This is an optimization exercise on Yosys and OpenROAD, whose aim is a short achievable clock period and few clock cycles, not a production implementation. Only simulation tests tie the RTL to the original design; equivalence was not proved. No activity file was given, so power comes from the tool's default toggle rates.

### flow/config.mk
export PLATFORM = sky130hd
export DESIGN_NAME = axi_interconnect
export DESIGN_NICKNAME = axi_interconnect
export VERILOG_FILES = /design/flow/design.v
export SDC_FILE = /design/flow/constraint.sdc
export NUM_CORES = 4
export LEC_CHECK = 0
export CAP_MARGIN = 20
export CORE_AREA = 10 10 330 330
export DIE_AREA = 0 0 340 340
export SLEW_MARGIN = 20
### flow/constraint.sdc
create_clock -name core_clock -period 5.0 [get_ports {i_clk}]
set_input_delay 1.0000 -clock core_clock [delete_from_list [all_inputs] [get_ports {i_clk}]]
set_output_delay 1.0000 -clock core_clock [all_outputs]
set_load 0.01 [all_outputs]
### flow/design.v
module comparator (
    input  wire [31:0] rs1_data, rs2_data,
    output wire  [0:0]  less, equal
);
    wire [31:0] sub, not_b;
    wire overflow, carry;
    assign not_b = ~rs2_data;
    assign {carry,sub} = rs1_data + not_b + 32'b1;
    assign overflow = (rs1_data[31] ^ rs2_data[31]) & (rs1_data[31] ^ sub[31]); 
    assign less = ~carry;
    assign equal = (!sub) ? 1 : 0;
endmodule
module addr_decoder(
    input wire [31:0] rd_addr, wr_addr,
    input wire        rd_addr_valid, wr_addr_valid,
    output wire rd_slave1_sel, rd_slave2_sel, wr_slave1_sel, wr_slave2_sel, 
    output wire [31:0] s1_wr_addr, s2_wr_addr, s1_rd_addr, s2_rd_addr
);
parameter S1_WIDTH = 32'h0000_0200;   
wire rd_less, rd_equal, wr_less, wr_equal, rd_gr_eq, wr_gr_eq;
comparator comp_rd (
    .rs1_data(rd_addr),
    .rs2_data(S1_WIDTH),
    .less(rd_less),
    .equal(rd_equal)
);
comparator comp_wr (
    .rs1_data(wr_addr),
    .rs2_data(S1_WIDTH),
    .less(wr_less),
    .equal(wr_equal)
);
assign rd_gr_eq = ~rd_less;
assign wr_gr_eq = ~wr_less;
assign rd_slave1_sel = rd_less & rd_addr_valid;
assign rd_slave2_sel = rd_gr_eq & rd_addr_valid;
assign wr_slave1_sel = wr_less & wr_addr_valid;
assign wr_slave2_sel = wr_gr_eq & wr_addr_valid;
assign s1_rd_addr = rd_addr;
assign s2_rd_addr = rd_addr - S1_WIDTH;
assign s1_wr_addr = wr_addr;
assign s2_wr_addr = wr_addr - S1_WIDTH;
endmodule
module wr_sl_return(
    input  wire         s1_AWREADY, s2_AWREADY, s1_WREADY, s2_WREADY, 
                        s1_BVALID, s2_BVALID,
    input  wire [1:0]   s1_BRESP, s2_BRESP, mas_sel1, mas_sel2,
    output reg         wr_AWREADY, wr_WREADY, wr_BVALID,  
    output reg [1:0]   wr_BRESP
);
wire s1_resp, s2_resp;
assign s1_resp = mas_sel1[0] & ~mas_sel1[1];
assign s2_resp = mas_sel2[0] & ~mas_sel2[1];
always @(*) begin
    case({s2_resp,s1_resp})
        2'b01: begin
            wr_AWREADY = s1_AWREADY;
            wr_WREADY  = s1_WREADY;
            wr_BVALID  = s1_BVALID;
            wr_BRESP   = s1_BRESP;
        end
        2'b10: begin
            wr_AWREADY = s2_AWREADY;
            wr_WREADY  = s2_WREADY;
            wr_BVALID  = s2_BVALID;
            wr_BRESP   = s2_BRESP;
        end
        default: begin
            wr_AWREADY = 1'b0;
            wr_WREADY  = 1'b0;
            wr_BVALID  = 1'b0;
            wr_BRESP   = 2'b0;
        end
    endcase
end
endmodule
module rd_sl_return(
    input  wire         s1_ARREADY, s2_ARREADY, s1_RLAST, s2_RLAST, 
                        s1_RVALID, s2_RVALID,
    input  wire [7:0]   s1_RID, s2_RID,
    input  wire [31:0]  s1_RDATA, s2_RDATA,
    input  wire [1:0]   s1_RRESP, s2_RRESP,
    input  wire [1:0]   mas_sel1, mas_sel2,
    output reg          rd_ARREADY, rd_RLAST, rd_RVALID, 
    output reg  [7:0]   rd_RID,
    output reg  [31:0]  rd_RDATA,
    output reg  [1:0]   rd_RRESP
);
wire s1_resp, s2_resp;
assign s1_resp = mas_sel1[0] & ~mas_sel1[1];
assign s2_resp = mas_sel2[0] & ~mas_sel2[1];
always @(*) begin
    case({s2_resp,s1_resp})
        2'b01: begin
            rd_ARREADY = s1_ARREADY;
            rd_RLAST   = s1_RLAST;
            rd_RVALID  = s1_RVALID;
            rd_RID     = s1_RID;
            rd_RDATA   = s1_RDATA;
            rd_RRESP   = s1_RRESP;
        end
        2'b10: begin
            rd_ARREADY = s2_ARREADY;
            rd_RLAST   = s2_RLAST;
            rd_RVALID  = s2_RVALID;
            rd_RID     = s2_RID;
            rd_RDATA   = s2_RDATA;
            rd_RRESP   = s2_RRESP;
        end
        default: begin
            rd_ARREADY = 1'b0;
            rd_RLAST   = 1'b0;
            rd_RVALID  = 1'b0;
            rd_RID     = 8'b0;
            rd_RDATA   = 32'b0;
            rd_RRESP   = 2'b0;
        end
    endcase
end
endmodule
module scu (
    input  wire [0:0] clk, rstn,
    input  wire [0:0] sel_m1, sel_m2, endtrans_1, endtrans_2,
    output reg  [1:0] mas_sel
);
    localparam START  = 2'b00;
    localparam GRANT1 = 2'b01;
    localparam GRANT2 = 2'b10;
    localparam NEXT   = 2'b11;
    reg [1:0] state, next_state;
    reg [0:0] next_gr;
    reg [0:0] last_gr;
    always@(posedge clk or negedge rstn) begin
        if(!rstn)
            state <= START;
        else
            state <= next_state; 
    end
    always@(posedge clk or negedge rstn) begin
        if(!rstn)
            last_gr <= 1'b0;
        else if (state == GRANT1)
            last_gr <= 1'b1;
        else if (state == GRANT2)
            last_gr <= 1'b0;
    end
    always@(*) begin
        case(state)
            START:  begin
                if (sel_m1 == 1'b1)
                    next_state = GRANT1;
                else if (sel_m2 == 1'b1)
                    next_state = GRANT2;
                else
                    next_state = state;
            end
            GRANT1: begin
                if (endtrans_1 == 1'b1)
                    next_state = NEXT;
                else
                    next_state = state;
            end
            GRANT2: begin
                if (endtrans_2 == 1'b1)
                    next_state = NEXT;
                else
                    next_state = state;
            end
            NEXT:   begin
                if (sel_m1 == 1'b1 && sel_m2 == 1'b1 && next_gr == 1'b0)
                    next_state = GRANT1;
                else if (sel_m1 == 1'b1 && sel_m2 == 1'b1 && next_gr == 1'b1)
                    next_state = GRANT2;
                else if (sel_m1 == 1'b1)
                    next_state = GRANT1;
                else if (sel_m2 == 1'b1)
                    next_state = GRANT2;
                else
                    next_state = state;
            end
            default: next_state = START;
        endcase
    end
    always@(*) begin
        case(state)
            START:  begin
                mas_sel = 2'b00;
                next_gr = 1'b0;
            end
            GRANT1: begin
                mas_sel = 2'b01;
                next_gr = 1'b1;
            end
            GRANT2: begin
                mas_sel = 2'b10;
                next_gr = 1'b0;
            end
            NEXT: begin
                mas_sel = 2'b00;
                next_gr = last_gr;
            end
            default: begin
                mas_sel = 2'b10;
                next_gr = 1'b0;
            end
        endcase
    end
endmodule
module axi_interconnect (
    input wire         i_clk, i_rstn,
    input wire  [31:0] m1_awaddr,
    input wire  [7:0]  m1_awid,
    input wire  [7:0]  m1_awlen,
    input wire  [2:0]  m1_awsize,
    input wire  [1:0]  m1_awburst,
    input wire         m1_awlock,
    input wire  [3:0]  m1_awcache,
    input wire  [2:0]  m1_awprot,
    input wire         m1_awvalid,
    output wire         m1_awready,
    input wire  [31:0] m1_wdata,
    input wire  [3:0]  m1_wstrb,
    input wire         m1_wlast,
    input wire         m1_wvalid,
    output wire         m1_wready,
    input wire  [7:0]  m1_bid,
    output wire  [1:0]  m1_bresp,
    output wire         m1_bvalid,
    input wire         m1_bready,
    input wire  [31:0] m1_araddr,
    input wire  [7:0]  m1_arid,
    input wire  [7:0]  m1_arlen,
    input wire  [2:0]  m1_arsize,
    input wire  [1:0]  m1_arburst,
    input wire         m1_arlock,
    input wire  [3:0]  m1_arcache,
    input wire  [2:0]  m1_arprot,
    input wire         m1_arvalid,
    output wire         m1_arready,
    output wire  [7:0]  m1_rid,
    output wire  [31:0] m1_rdata,
    output wire  [1:0]  m1_rresp,
    output wire         m1_rlast,
    output wire         m1_rvalid,
    input wire         m1_rready,
    input wire  [31:0] m2_awaddr,
    input wire  [7:0]  m2_awid,
    input wire  [7:0]  m2_awlen,
    input wire  [2:0]  m2_awsize,
    input wire  [1:0]  m2_awburst,
    input wire         m2_awlock,
    input wire  [3:0]  m2_awcache,
    input wire  [2:0]  m2_awprot,
    input wire         m2_awvalid,
    output wire         m2_awready,
    input wire  [31:0] m2_wdata,
    input wire  [3:0]  m2_wstrb,
    input wire         m2_wlast,
    input wire         m2_wvalid,
    output wire         m2_wready,
    input wire  [7:0]  m2_bid,
    output wire  [1:0]  m2_bresp,
    output wire         m2_bvalid,
    input wire         m2_bready,
    input wire  [31:0] m2_araddr,
    input wire  [7:0]  m2_arid,
    input wire  [7:0]  m2_arlen,
    input wire  [2:0]  m2_arsize,
    input wire  [1:0]  m2_arburst,
    input wire         m2_arlock,
    input wire  [3:0]  m2_arcache,
    input wire  [2:0]  m2_arprot,
    input wire         m2_arvalid,
    output wire         m2_arready,
    output wire  [7:0]  m2_rid,
    output wire  [31:0] m2_rdata,
    output wire  [1:0]  m2_rresp,
    output wire         m2_rlast,
    output wire         m2_rvalid,
    input wire         m2_rready,
    output reg  [31:0] s1_awaddr,
    output reg  [7:0]  s1_awid,
    output reg  [7:0]  s1_awlen,
    output reg  [2:0]  s1_awsize,
    output reg  [1:0]  s1_awburst,
    output reg         s1_awlock,
    output reg  [3:0]  s1_awcache,
    output reg  [2:0]  s1_awprot,
    output reg         s1_awvalid,
    input wire         s1_awready,
    output reg  [31:0] s1_wdata,
    output reg  [3:0]  s1_wstrb,
    output reg         s1_wlast,
    output reg         s1_wvalid,
    input wire         s1_wready,
    output reg  [7:0]  s1_bid,
    input wire  [1:0]  s1_bresp,
    input wire         s1_bvalid,
    output reg         s1_bready,
    output reg  [31:0] s1_araddr,
    output reg  [7:0]  s1_arid,
    output reg  [7:0]  s1_arlen,
    output reg  [2:0]  s1_arsize,
    output reg  [1:0]  s1_arburst,
    output reg         s1_arlock,
    output reg  [3:0]  s1_arcache,
    output reg  [2:0]  s1_arprot,
    output reg         s1_arvalid,
    input wire         s1_arready,
    input wire  [7:0]  s1_rid,
    input wire  [31:0] s1_rdata,
    input wire  [1:0]  s1_rresp,
    input wire         s1_rlast,
    input wire         s1_rvalid,
    output reg         s1_rready,
    output reg  [31:0] s2_awaddr,
    output reg  [7:0]  s2_awid,
    output reg  [7:0]  s2_awlen,
    output reg  [2:0]  s2_awsize,
    output reg  [1:0]  s2_awburst,
    output reg         s2_awlock,
    output reg  [3:0]  s2_awcache,
    output reg  [2:0]  s2_awprot,
    output reg         s2_awvalid,
    input wire         s2_awready,
    output reg  [31:0] s2_wdata,
    output reg  [3:0]  s2_wstrb,
    output reg         s2_wlast,
    output reg         s2_wvalid,
    input wire         s2_wready,
    output reg  [7:0]  s2_bid,
    input wire  [1:0]  s2_bresp,
    input wire         s2_bvalid,
    output reg         s2_bready,
    output reg  [31:0] s2_araddr,
    output reg  [7:0]  s2_arid,
    output reg  [7:0]  s2_arlen,
    output reg  [2:0]  s2_arsize,
    output reg  [1:0]  s2_arburst,
    output reg         s2_arlock,
    output reg  [3:0]  s2_arcache,
    output reg  [2:0]  s2_arprot,
    output reg         s2_arvalid,
    input wire         s2_arready,
    input wire  [7:0]  s2_rid,
    input wire  [31:0] s2_rdata,
    input wire  [1:0]  s2_rresp,
    input wire         s2_rlast,
    input wire         s2_rvalid,
    output reg         s2_rready  
);
parameter S1_WIDTH = 32'h0000_0200;   
wire m1s1_wr_sel, m1s1_rd_sel, m1s2_wr_sel, m1s2_rd_sel;
wire [31:0] m1s1_wr_addr, m1s1_rd_addr, m1s2_wr_addr, m1s2_rd_addr;
wire m2s1_rd_sel, m2s1_wr_sel, m2s2_wr_sel, m2s2_rd_sel;
wire [31:0] m2s1_wr_addr, m2s1_rd_addr, m2s2_wr_addr, m2s2_rd_addr;
wire [1:0] mas_sel_s1_rd, mas_sel_s1_wr, mas_sel_s2_wr, mas_sel_s2_rd;
addr_decoder #(.S1_WIDTH(S1_WIDTH))
decoder_m1(
    .rd_addr       (m1_araddr), 
    .wr_addr       (m1_awaddr),
    .rd_slave1_sel (m1s1_rd_sel), 
    .rd_slave2_sel (m1s2_rd_sel), 
    .wr_slave1_sel (m1s1_wr_sel), 
    .wr_slave2_sel (m1s2_wr_sel), 
    .s1_wr_addr    (m1s1_wr_addr), 
    .s2_wr_addr    (m1s2_wr_addr), 
    .s1_rd_addr    (m1s1_rd_addr), 
    .s2_rd_addr    (m1s2_rd_addr),
    .rd_addr_valid (m1_arvalid),
    .wr_addr_valid (m1_awvalid)
);
addr_decoder #(.S1_WIDTH(S1_WIDTH))
decoder_m2(
    .rd_addr       (m2_araddr), 
    .wr_addr       (m2_awaddr),
    .rd_slave1_sel (m2s1_rd_sel), 
    .rd_slave2_sel (m2s2_rd_sel), 
    .wr_slave1_sel (m2s1_wr_sel), 
    .wr_slave2_sel (m2s2_wr_sel), 
    .s1_wr_addr    (m2s1_wr_addr), 
    .s2_wr_addr    (m2s2_wr_addr), 
    .s1_rd_addr    (m2s1_rd_addr), 
    .s2_rd_addr    (m2s2_rd_addr),
    .rd_addr_valid (m2_arvalid),
    .wr_addr_valid (m2_awvalid)
);
wr_sl_return wr_sl_return_m1(
    .s1_AWREADY (s1_awready), 
    .s2_AWREADY (s2_awready), 
    .s1_WREADY  (s1_wready), 
    .s2_WREADY  (s2_wready), 
    .s1_BVALID  (s1_bvalid), 
    .s2_BVALID  (s2_bvalid), 
    .s1_BRESP   (s1_bresp), 
    .s2_BRESP   (s2_bresp), 
    .mas_sel1   (mas_sel_s1_wr), 
    .mas_sel2   (mas_sel_s2_wr),
    .wr_AWREADY (m1_awready), 
    .wr_WREADY  (m1_wready), 
    .wr_BVALID  (m1_bvalid),  
    .wr_BRESP   (m1_bresp)
);
wr_sl_return wr_sl_return_m2(
    .s1_AWREADY (s1_awready), 
    .s2_AWREADY (s2_awready), 
    .s1_WREADY  (s1_wready), 
    .s2_WREADY  (s2_wready), 
    .s1_BVALID  (s1_bvalid), 
    .s2_BVALID  (s2_bvalid), 
    .s1_BRESP   (s1_bresp), 
    .s2_BRESP   (s2_bresp), 
    .mas_sel1   (~mas_sel_s1_wr), 
    .mas_sel2   (~mas_sel_s2_wr),
    .wr_AWREADY (m2_awready), 
    .wr_WREADY  (m2_wready), 
    .wr_BVALID  (m2_bvalid),  
    .wr_BRESP   (m2_bresp)
);
rd_sl_return rd_sl_return_m1 (
    .s1_ARREADY (s1_arready), 
    .s2_ARREADY (s2_arready), 
    .s1_RLAST   (s1_rlast), 
    .s2_RLAST   (s2_rlast), 
    .s1_RVALID  (s1_rvalid), 
    .s2_RVALID  (s2_rvalid),
    .s1_RID     (s1_rid), 
    .s2_RID     (s2_rid), 
    .s1_RDATA   (s1_rdata), 
    .s2_RDATA   (s2_rdata),
    .s1_RRESP   (s1_rresp), 
    .s2_RRESP   (s2_rresp), 
    .mas_sel1   (mas_sel_s1_rd), 
    .mas_sel2   (mas_sel_s2_rd),
    .rd_ARREADY (m1_arready), 
    .rd_RLAST   (m1_rlast), 
    .rd_RVALID  (m1_rvalid),
    .rd_RID     (m1_rid), 
    .rd_RDATA   (m1_rdata),
    .rd_RRESP   (m1_rresp)
);
rd_sl_return rd_sl_return_m2 (
    .s1_ARREADY (s1_arready), 
    .s2_ARREADY (s2_arready), 
    .s1_RLAST   (s1_rlast), 
    .s2_RLAST   (s2_rlast), 
    .s1_RVALID  (s1_rvalid), 
    .s2_RVALID  (s2_rvalid),
    .s1_RID     (s1_rid), 
    .s2_RID     (s2_rid), 
    .s1_RDATA   (s1_rdata), 
    .s2_RDATA   (s2_rdata),
    .s1_RRESP   (s1_rresp), 
    .s2_RRESP   (s2_rresp), 
    .mas_sel1   (~mas_sel_s1_rd), 
    .mas_sel2   (~mas_sel_s2_rd),
    .rd_ARREADY (m2_arready), 
    .rd_RLAST   (m2_rlast), 
    .rd_RVALID  (m2_rvalid),
    .rd_RID     (m2_rid), 
    .rd_RDATA   (m2_rdata),
    .rd_RRESP   (m2_rresp)
);
scu scu_s1_wr (
    .clk        (i_clk), 
    .rstn       (i_rstn), 
    .sel_m1     (m1s1_wr_sel), 
    .sel_m2     (m2s1_wr_sel), 
    .endtrans_1 (m1_bready & m1_bvalid),
    .endtrans_2 (m2_bready & m2_bvalid), 
    .mas_sel    (mas_sel_s1_wr)
);
scu scu_s2_wr (
    .clk        (i_clk), 
    .rstn       (i_rstn), 
    .sel_m1     (m1s2_wr_sel), 
    .sel_m2     (m2s2_wr_sel), 
    .endtrans_1 (m1_bready & m1_bvalid),
    .endtrans_2 (m2_bready & m2_bvalid), 
    .mas_sel    (mas_sel_s2_wr)
);
scu scu_s1_rd (
    .clk        (i_clk), 
    .rstn       (i_rstn), 
    .sel_m1     (m1s1_rd_sel), 
    .sel_m2     (m2s1_rd_sel), 
    .endtrans_1 (s1_rlast & s1_rvalid & s1_rready),
    .endtrans_2 (s1_rlast & s1_rvalid & s1_rready), 
    .mas_sel    (mas_sel_s1_rd)
);
scu scu_s2_rd (
    .clk        (i_clk), 
    .rstn       (i_rstn), 
    .sel_m1     (m1s2_rd_sel), 
    .sel_m2     (m2s2_rd_sel), 
    .endtrans_1 (s2_rlast & s2_rvalid & s2_rready),
    .endtrans_2 (s2_rlast & s2_rvalid & s2_rready), 
    .mas_sel    (mas_sel_s2_rd)
);
always@(*) begin
    case (mas_sel_s1_wr)
        2'b01: begin
            s1_awaddr  = m1s1_wr_addr;
            s1_awid    = m1_awid;
            s1_awlen   = m1_awlen;
            s1_awsize  = m1_awsize;
            s1_awburst = m1_awburst;
            s1_awlock  = m1_awlock;
            s1_awcache = m1_awcache;
            s1_awprot  = m1_awprot;
            s1_awvalid = m1_awvalid;
            s1_wdata   = m1_wdata;
            s1_wstrb   = m1_wstrb;
            s1_wlast   = m1_wlast;
            s1_wvalid  = m1_wvalid;
            s1_bid    = m1_bid;
            s1_bready  = m1_bready;
        end
        2'b10: begin
            s1_awaddr  = m2s1_wr_addr;
            s1_awid    = m2_awid;
            s1_awlen   = m2_awlen;
            s1_awsize  = m2_awsize;
            s1_awburst = m2_awburst;
            s1_awlock  = m2_awlock;
            s1_awcache = m2_awcache;
            s1_awprot  = m2_awprot;
            s1_awvalid = m2_awvalid;
            s1_wdata   = m2_wdata;
            s1_wstrb   = m2_wstrb;
            s1_wlast   = m2_wlast;
            s1_wvalid  = m2_wvalid;
            s1_bid    = m2_bid;
            s1_bready  = m2_bready;
        end
        default: begin
            s1_awaddr  = 32'h0000_0000;
            s1_awid    = 8'b0000_0000;
            s1_awlen   = 8'b0000_0000;
            s1_awsize  = 3'b000;
            s1_awburst = 2'b00;
            s1_awlock  = 1'b0;
            s1_awcache = 4'b0000;
            s1_awprot  = 3'b000;
            s1_awvalid = 1'b0;
            s1_wdata  = 32'h0000_0000;
            s1_wstrb  = 4'b0000;
            s1_wlast  = 1'b0;
            s1_wvalid = 1'b0;
            s1_bid    = 8'b0000_0000;
            s1_bready = 1'b0;
        end
    endcase
end
always@(*) begin
    case (mas_sel_s2_wr)
        2'b01: begin
            s2_awaddr  = m1s2_wr_addr;
            s2_awid    = m1_awid;
            s2_awlen   = m1_awlen;
            s2_awsize  = m1_awsize;
            s2_awburst = m1_awburst;
            s2_awlock  = m1_awlock;
            s2_awcache = m1_awcache;
            s2_awprot  = m1_awprot;
            s2_awvalid = m1_awvalid;
            s2_wdata   = m1_wdata;
            s2_wstrb   = m1_wstrb;
            s2_wlast   = m1_wlast;
            s2_wvalid  = m1_wvalid;
            s2_bid    = m1_bid;
            s2_bready  = m1_bready;
        end
        2'b10: begin
            s2_awaddr  = m2s2_wr_addr;
            s2_awid    = m2_awid;
            s2_awlen   = m2_awlen;
            s2_awsize  = m2_awsize;
            s2_awburst = m2_awburst;
            s2_awlock  = m2_awlock;
            s2_awcache = m2_awcache;
            s2_awprot  = m2_awprot;
            s2_awvalid = m2_awvalid;
            s2_wdata   = m2_wdata;
            s2_wstrb   = m2_wstrb;
            s2_wlast   = m2_wlast;
            s2_wvalid  = m2_wvalid;
            s2_bid    = m2_bid;
            s2_bready  = m2_bready;
        end
        default: begin
            s2_awaddr  = 32'h0000_0000;
            s2_awid    = 8'b0000_0000;
            s2_awlen   = 8'b0000_0000;
            s2_awsize  = 3'b000;
            s2_awburst = 2'b00;
            s2_awlock  = 1'b0;
            s2_awcache = 4'b0000;
            s2_awprot  = 3'b000;
            s2_awvalid = 1'b0;
            s2_wdata  = 32'h0000_0000;
            s2_wstrb  = 4'b0000;
            s2_wlast  = 1'b0;
            s2_wvalid = 1'b0;
            s2_bid    = 8'b0000_0000;
            s2_bready = 1'b0;
        end
    endcase
end
always@(*) begin
    case (mas_sel_s1_rd)
        2'b01: begin
            s1_araddr  = m1s1_rd_addr;
            s1_arid    = m1_arid;
            s1_arlen   = m1_arlen;
            s1_arsize  = m1_arsize;
            s1_arburst = m1_arburst;
            s1_arlock  = m1_arlock;
            s1_arcache = m1_arcache;
            s1_arprot  = m1_arprot;
            s1_arvalid = m1_arvalid;
            s1_rready  = m1_rready;
        end
        2'b10: begin
            s1_araddr  = m2s1_rd_addr;
            s1_arid    = m2_arid;
            s1_arlen   = m2_arlen;
            s1_arsize  = m2_arsize;
            s1_arburst = m2_arburst;
            s1_arlock  = m2_arlock;
            s1_arcache = m2_arcache;
            s1_arprot  = m2_arprot;
            s1_arvalid = m2_arvalid;
            s1_rready  = m2_rready;
        end
        default: begin
            s1_araddr  = 32'h0000_0000;
            s1_arid    = 8'b0000_0000;
            s1_arlen   = 8'b0000_0000;
            s1_arsize  = 3'b000;
            s1_arburst = 2'b00;
            s1_arlock  = 1'b0;
            s1_arcache = 4'b0000;
            s1_arprot  = 3'b000;
            s1_arvalid = 1'b0;
            s1_rready  = 1'b0;
        end
    endcase
end
always@(*) begin
    case (mas_sel_s2_rd)
        2'b01: begin
            s2_araddr  = m1s2_rd_addr;
            s2_arid    = m1_arid;
            s2_arlen   = m1_arlen;
            s2_arsize  = m1_arsize;
            s2_arburst = m1_arburst;
            s2_arlock  = m1_arlock;
            s2_arcache = m1_arcache;
            s2_arprot  = m1_arprot;
            s2_arvalid = m1_arvalid;
            s2_rready  = m1_rready;
        end
        2'b10: begin
            s2_araddr  = m2s2_rd_addr;
            s2_arid    = m2_arid;
            s2_arlen   = m2_arlen;
            s2_arsize  = m2_arsize;
            s2_arburst = m2_arburst;
            s2_arlock  = m2_arlock;
            s2_arcache = m2_arcache;
            s2_arprot  = m2_arprot;
            s2_arvalid = m2_arvalid;
            s2_rready  = m2_rready;
        end
        default: begin
            s2_araddr  = 32'h0000_0000;
            s2_arid    = 8'b0000_0000;
            s2_arlen   = 8'b0000_0000;
            s2_arsize  = 3'b000;
            s2_arburst = 2'b00;
            s2_arlock  = 1'b0;
            s2_arcache = 4'b0000;
            s2_arprot  = 3'b000;
            s2_arvalid = 1'b0;
            s2_rready = 1'b0;
        end
    endcase
end
endmodule
### flow/run.sh
#!/bin/bash
# synth_recipe.tcl (not shown) runs the flow's synth.tcl, then flattens the netlist and writes it again
# the make line also repeats each setting of config.mk as NAME=value (left out here)
make -C /OpenROAD-flow-scripts/flow DESIGN_CONFIG=/design/flow/config.mk WORK_HOME=/design/flow/orfs CLKGATE_MAP_FILE= SYNTH_SCRIPT=/design/flow/synth_recipe.tcl finish
Fig. 1: met1 routing
Drawn at 1 px/micron. Cells faint in the background.
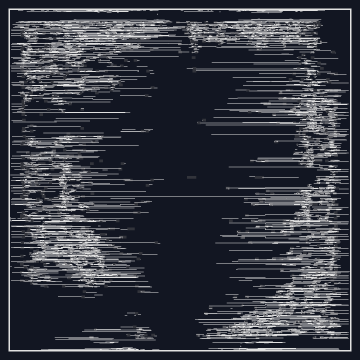
share of all routed wire = 35%
longest straight run = 222 microns
wire length on this layer = 40.4 mm

Fig. 2: met2 routing
Drawn at 1.5 px/micron.
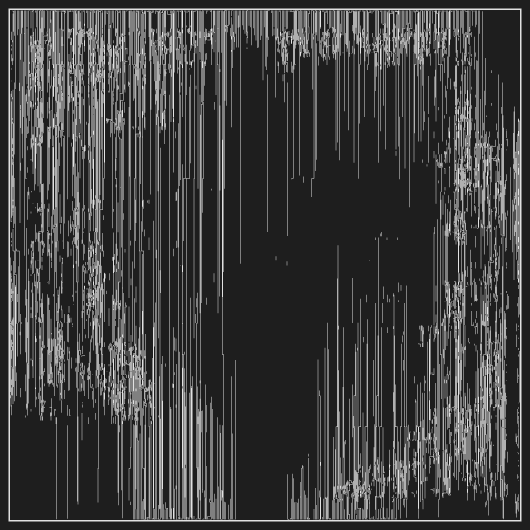
main direction = vertical
nets with wire on the layer = 2166
longest straight run = 282 microns

Fig. 3: met3 routing
Drawn at 1.5 px/micron.
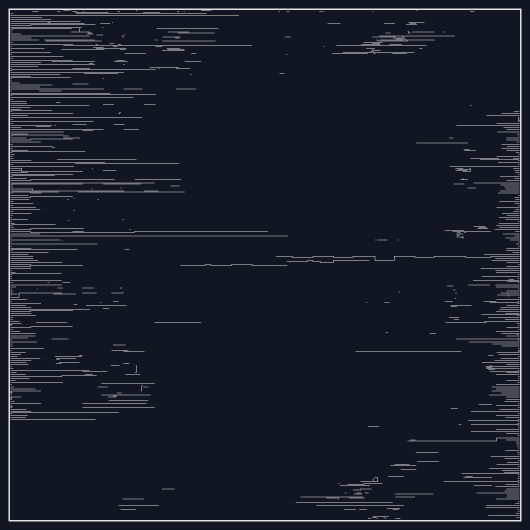
longest straight run = 185 microns
nets with wire on the layer = 587
main direction = horizontal
share of all routed wire = 8.8%
routed vias: 13700
Post-Route WL: 116 mm
GR Util met3: 0.0646

Fig. 4: the metal 4 layer
Drawn at 1 px/micron. Cells faint in the background.
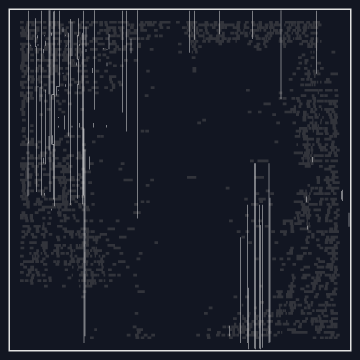
main direction = vertical
wire length on this layer = 5060 microns
nets with wire on the layer = 75
share of all routed wire = 4.4%

Fig. 5: supply voltage drop heat map
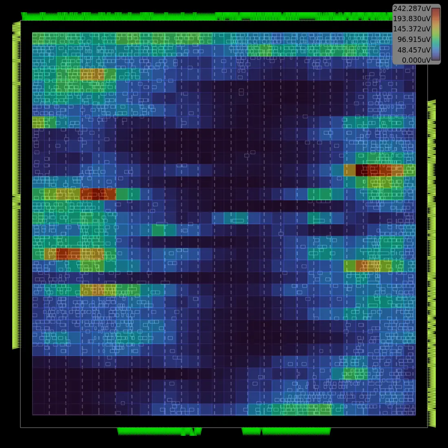
Sw Pwr: 6.73 mW
internal power: 5.26 mW
post-layout power: 12.0 mW

-- final cells by class --
type,instances,area (sq um)
fillers,11500,83400
multi-input cells,881,6570
clock buffers,3,75.1
diodes,13,32.5
repair buffers,956,9530
flip-flops and latches,12,300
well taps,1368,1710
inverters,24,90.1
-- layout by cell type (no fill, tap or decap), types with 8 or more instances in the layout --
cell type | netlist | final
clkdlybuf4s50_1 | 0 | 884
a22o_1 | 293 | 293
nor2_1 | 144 | 144
a22oi_1 | 108 | 108
buf_4 | 1 | 61
mux2i_1 | 35 | 34
nor4_1 | 29 | 29
nor3_1 | 25 | 25
inv_1 | 24 | 24
ha_1 | 28 | 22
a21oi_1 | 21 | 21
nand3_1 | 14 | 14
diode_2 | 0 | 13
o21ai_0 | 15 | 13
xor2_1 | 12 | 12
xnor2_1 | 12 | 12
dfrtp_1 | 12 | 12
buf_12 | 0 | 11
nor2b_1 | 10 | 10
nor3b_1 | 10 | 10
mux2_2 | 10 | 10
nand2_1 | 10 | 10
o31ai_1 | 9 | 9
nand4_1 | 8 | 8
-- stage by stage --
stage | total power, mW | utilization | hold slack, ps
5_1_grt | 12.5 | 0.180 | 529
4_1_cts | 12.2 | 0.179 | 511
3_5_place_dp | 12.0 | 0.179 | 497
2_1_floorplan | 4.71 | - | 481
3_3_place_gp | 12.0 | 0.179 | 495
6_report | 12.0 | 0.180 | 511
-- worst max-delay path, cell delays in order --
cell	delay (ps)
clkdlybuf4s50_1	480
nor4b_1	470
o21ai_0	340
nor4_2	460
a31oi_1	140
nor3_1	320
buf_4	180
clkdlybuf4s50_1	550
-- cells by family after synthesis --
| family | count (synthesis) |
|---|---|
| buf+inv | 140 |
| flops | 12 |
| mux | 50 |
| simple gates | 294 |
| xor+xnor | 24 |
| compound gates | 485 |
| fa+ha+maj | 28 |
-- per-layer routing --
layer  vias to the layer above  part of all wire  wire (microns)  GRT usage
met1                      6786              0.35           40400      0.192
met5                         -            0.0031             356          0
li1                       5856                 -               -          -
met2                       859              0.52           59700      0.344
met4                        56             0.044            5060     0.0709
met3                       158             0.088           10200     0.0646
-- where the power goes --
group | leakage [nW] | internal (mW) | switching (mW)
combinational | 6.05 | 5.00 | 6.62
clock | 0.0371 | 0.106 | 0.0586
sequential | 0.146 | 0.150 | 0.0488
total | 6.24 | 5.26 | 6.73
==> impl_metrics.json <==
{
  "status": "timing/DRC/antenna clean",
  "worst_pin_slew_ps": 929,
  "synth_common_cells": "a22o_1 (293), nor2_1 (144), a22oi_1 (108), clkbuf_1 (99), mux2i_1 (35)",
  "place_congestion": 0.944,
  "rr_startpoint": "scu_s2_wr.state[0]",
  "cts_resized": 0,
  "synthesis.nets": 1507,
  "setup_viol": 0,
  "start_util": 0.0727,
  "antenna_found_initial": 49,
  "layout-drive-gt1-share": 0.0629,
  "rrSetupSlack_ps": 1490,
  "setup_slack_ps": 59.6,
  "die_area_sq_mm": 0.116,
  "clockRootBuffer": "clkbuf_16",
  "min_period_over_period": 0.988,
  "rr_endpoint": "scu_s2_wr.state[1]",
  "place_ws_ps": 43.0,
  "viasPerCell": 4.21,
  "peakVddDrop_v": 0.000412,
  "required_ps": 4000,
  "hp-class": "reg -> reg",
  "grt.total_usage": 0.186,
  "whs_endpoint": "scu_s1_wr.last_gr",
  "cts_tree": "done",
  "min-delay-start": "scu_s1_wr.last_gr",
  "synth_edf_count": 0,
  "crit_end": "s2_awaddr[25]",
  "port_buffers": 889,
  "wl_per_cell_microns": 35.5,
  "die_h_microns": 340,
  "arrival_ps": 3940,
  "clk_pin_slew_ps": 50,
  "ys_top_cells_by_area": "a22o_1 (35%), a22oi_1 (11%), nor2_1 (7.3%)",
  "synth_mux_area_frac": 0.0719,
  "nNetsFinal": 2352,
  "synth_top_cell_by_area": "a22o_1",
  "criticalPathCategory": "in -> out",
  "clkLatencyLatePin_ps": 260,
  "reg2reg_depth": 10,
  "post-cts-setup-buffers": 0,
  "rsz0062_at_grt": "false",
  "io_pins": 890,
  "dp_hpwl_mm": 105,
  "yosysMostFrequentCell": "a22o_1",
  "maxSlewViolCount": 0,
  "ys_ff_latch": 12,
  "synth_adder_area_share": 0.0474,
  "synth_cells": 1033,
  "grt_pass1_wl_mm": 147,
  "synthXorXnorAreaFrac": 0.0284,
  "cts-htree-levels": 1,
  "grt_pass1_vias": 13600,
  "grt_overflow": 0,
  "cts_hold_buf": 0,
  "cts_max_path_buffers": 2,
  "finalSetupTns_ps": 0,
  "finalClockSkew_ps": 0.497
}
Testbench counts, summed over its fixed seeds: cycles 1,817.

afterwards: timing with drivers on the ports:
The flow's constraints put no driver on any port. The routed layout listed below was extracted and timed again, unchanged, in two steps. Step 1 (the two cells are an assumption about what drives the block):
set clk [get_ports {i_clk}]
set_driving_cell -lib_cell sky130_fd_sc_hd__clkbuf_16 $clk
set_driving_cell -lib_cell sky130_fd_sc_hd__buf_2 [delete_from_list [all_inputs] $clk]
Step 2 times the ports against the registers' clock, not the clock port: input delays grow and output delays shrink by t, the midpoint of the rising clock arrivals with the driver on. a / b / c = ideal ports / drivers / drivers and shift; a / b = the first two.
t (ns): 0.308
setup slack, ns: 0.060 / 0.030 / 0.030
worst data-port slew with drivers (ns): 0.21
After both steps setup and hold are still met in this run. For this run, drivers alone change the setup slack by -0.030 ns; drivers and shift together by -0.030 ns.
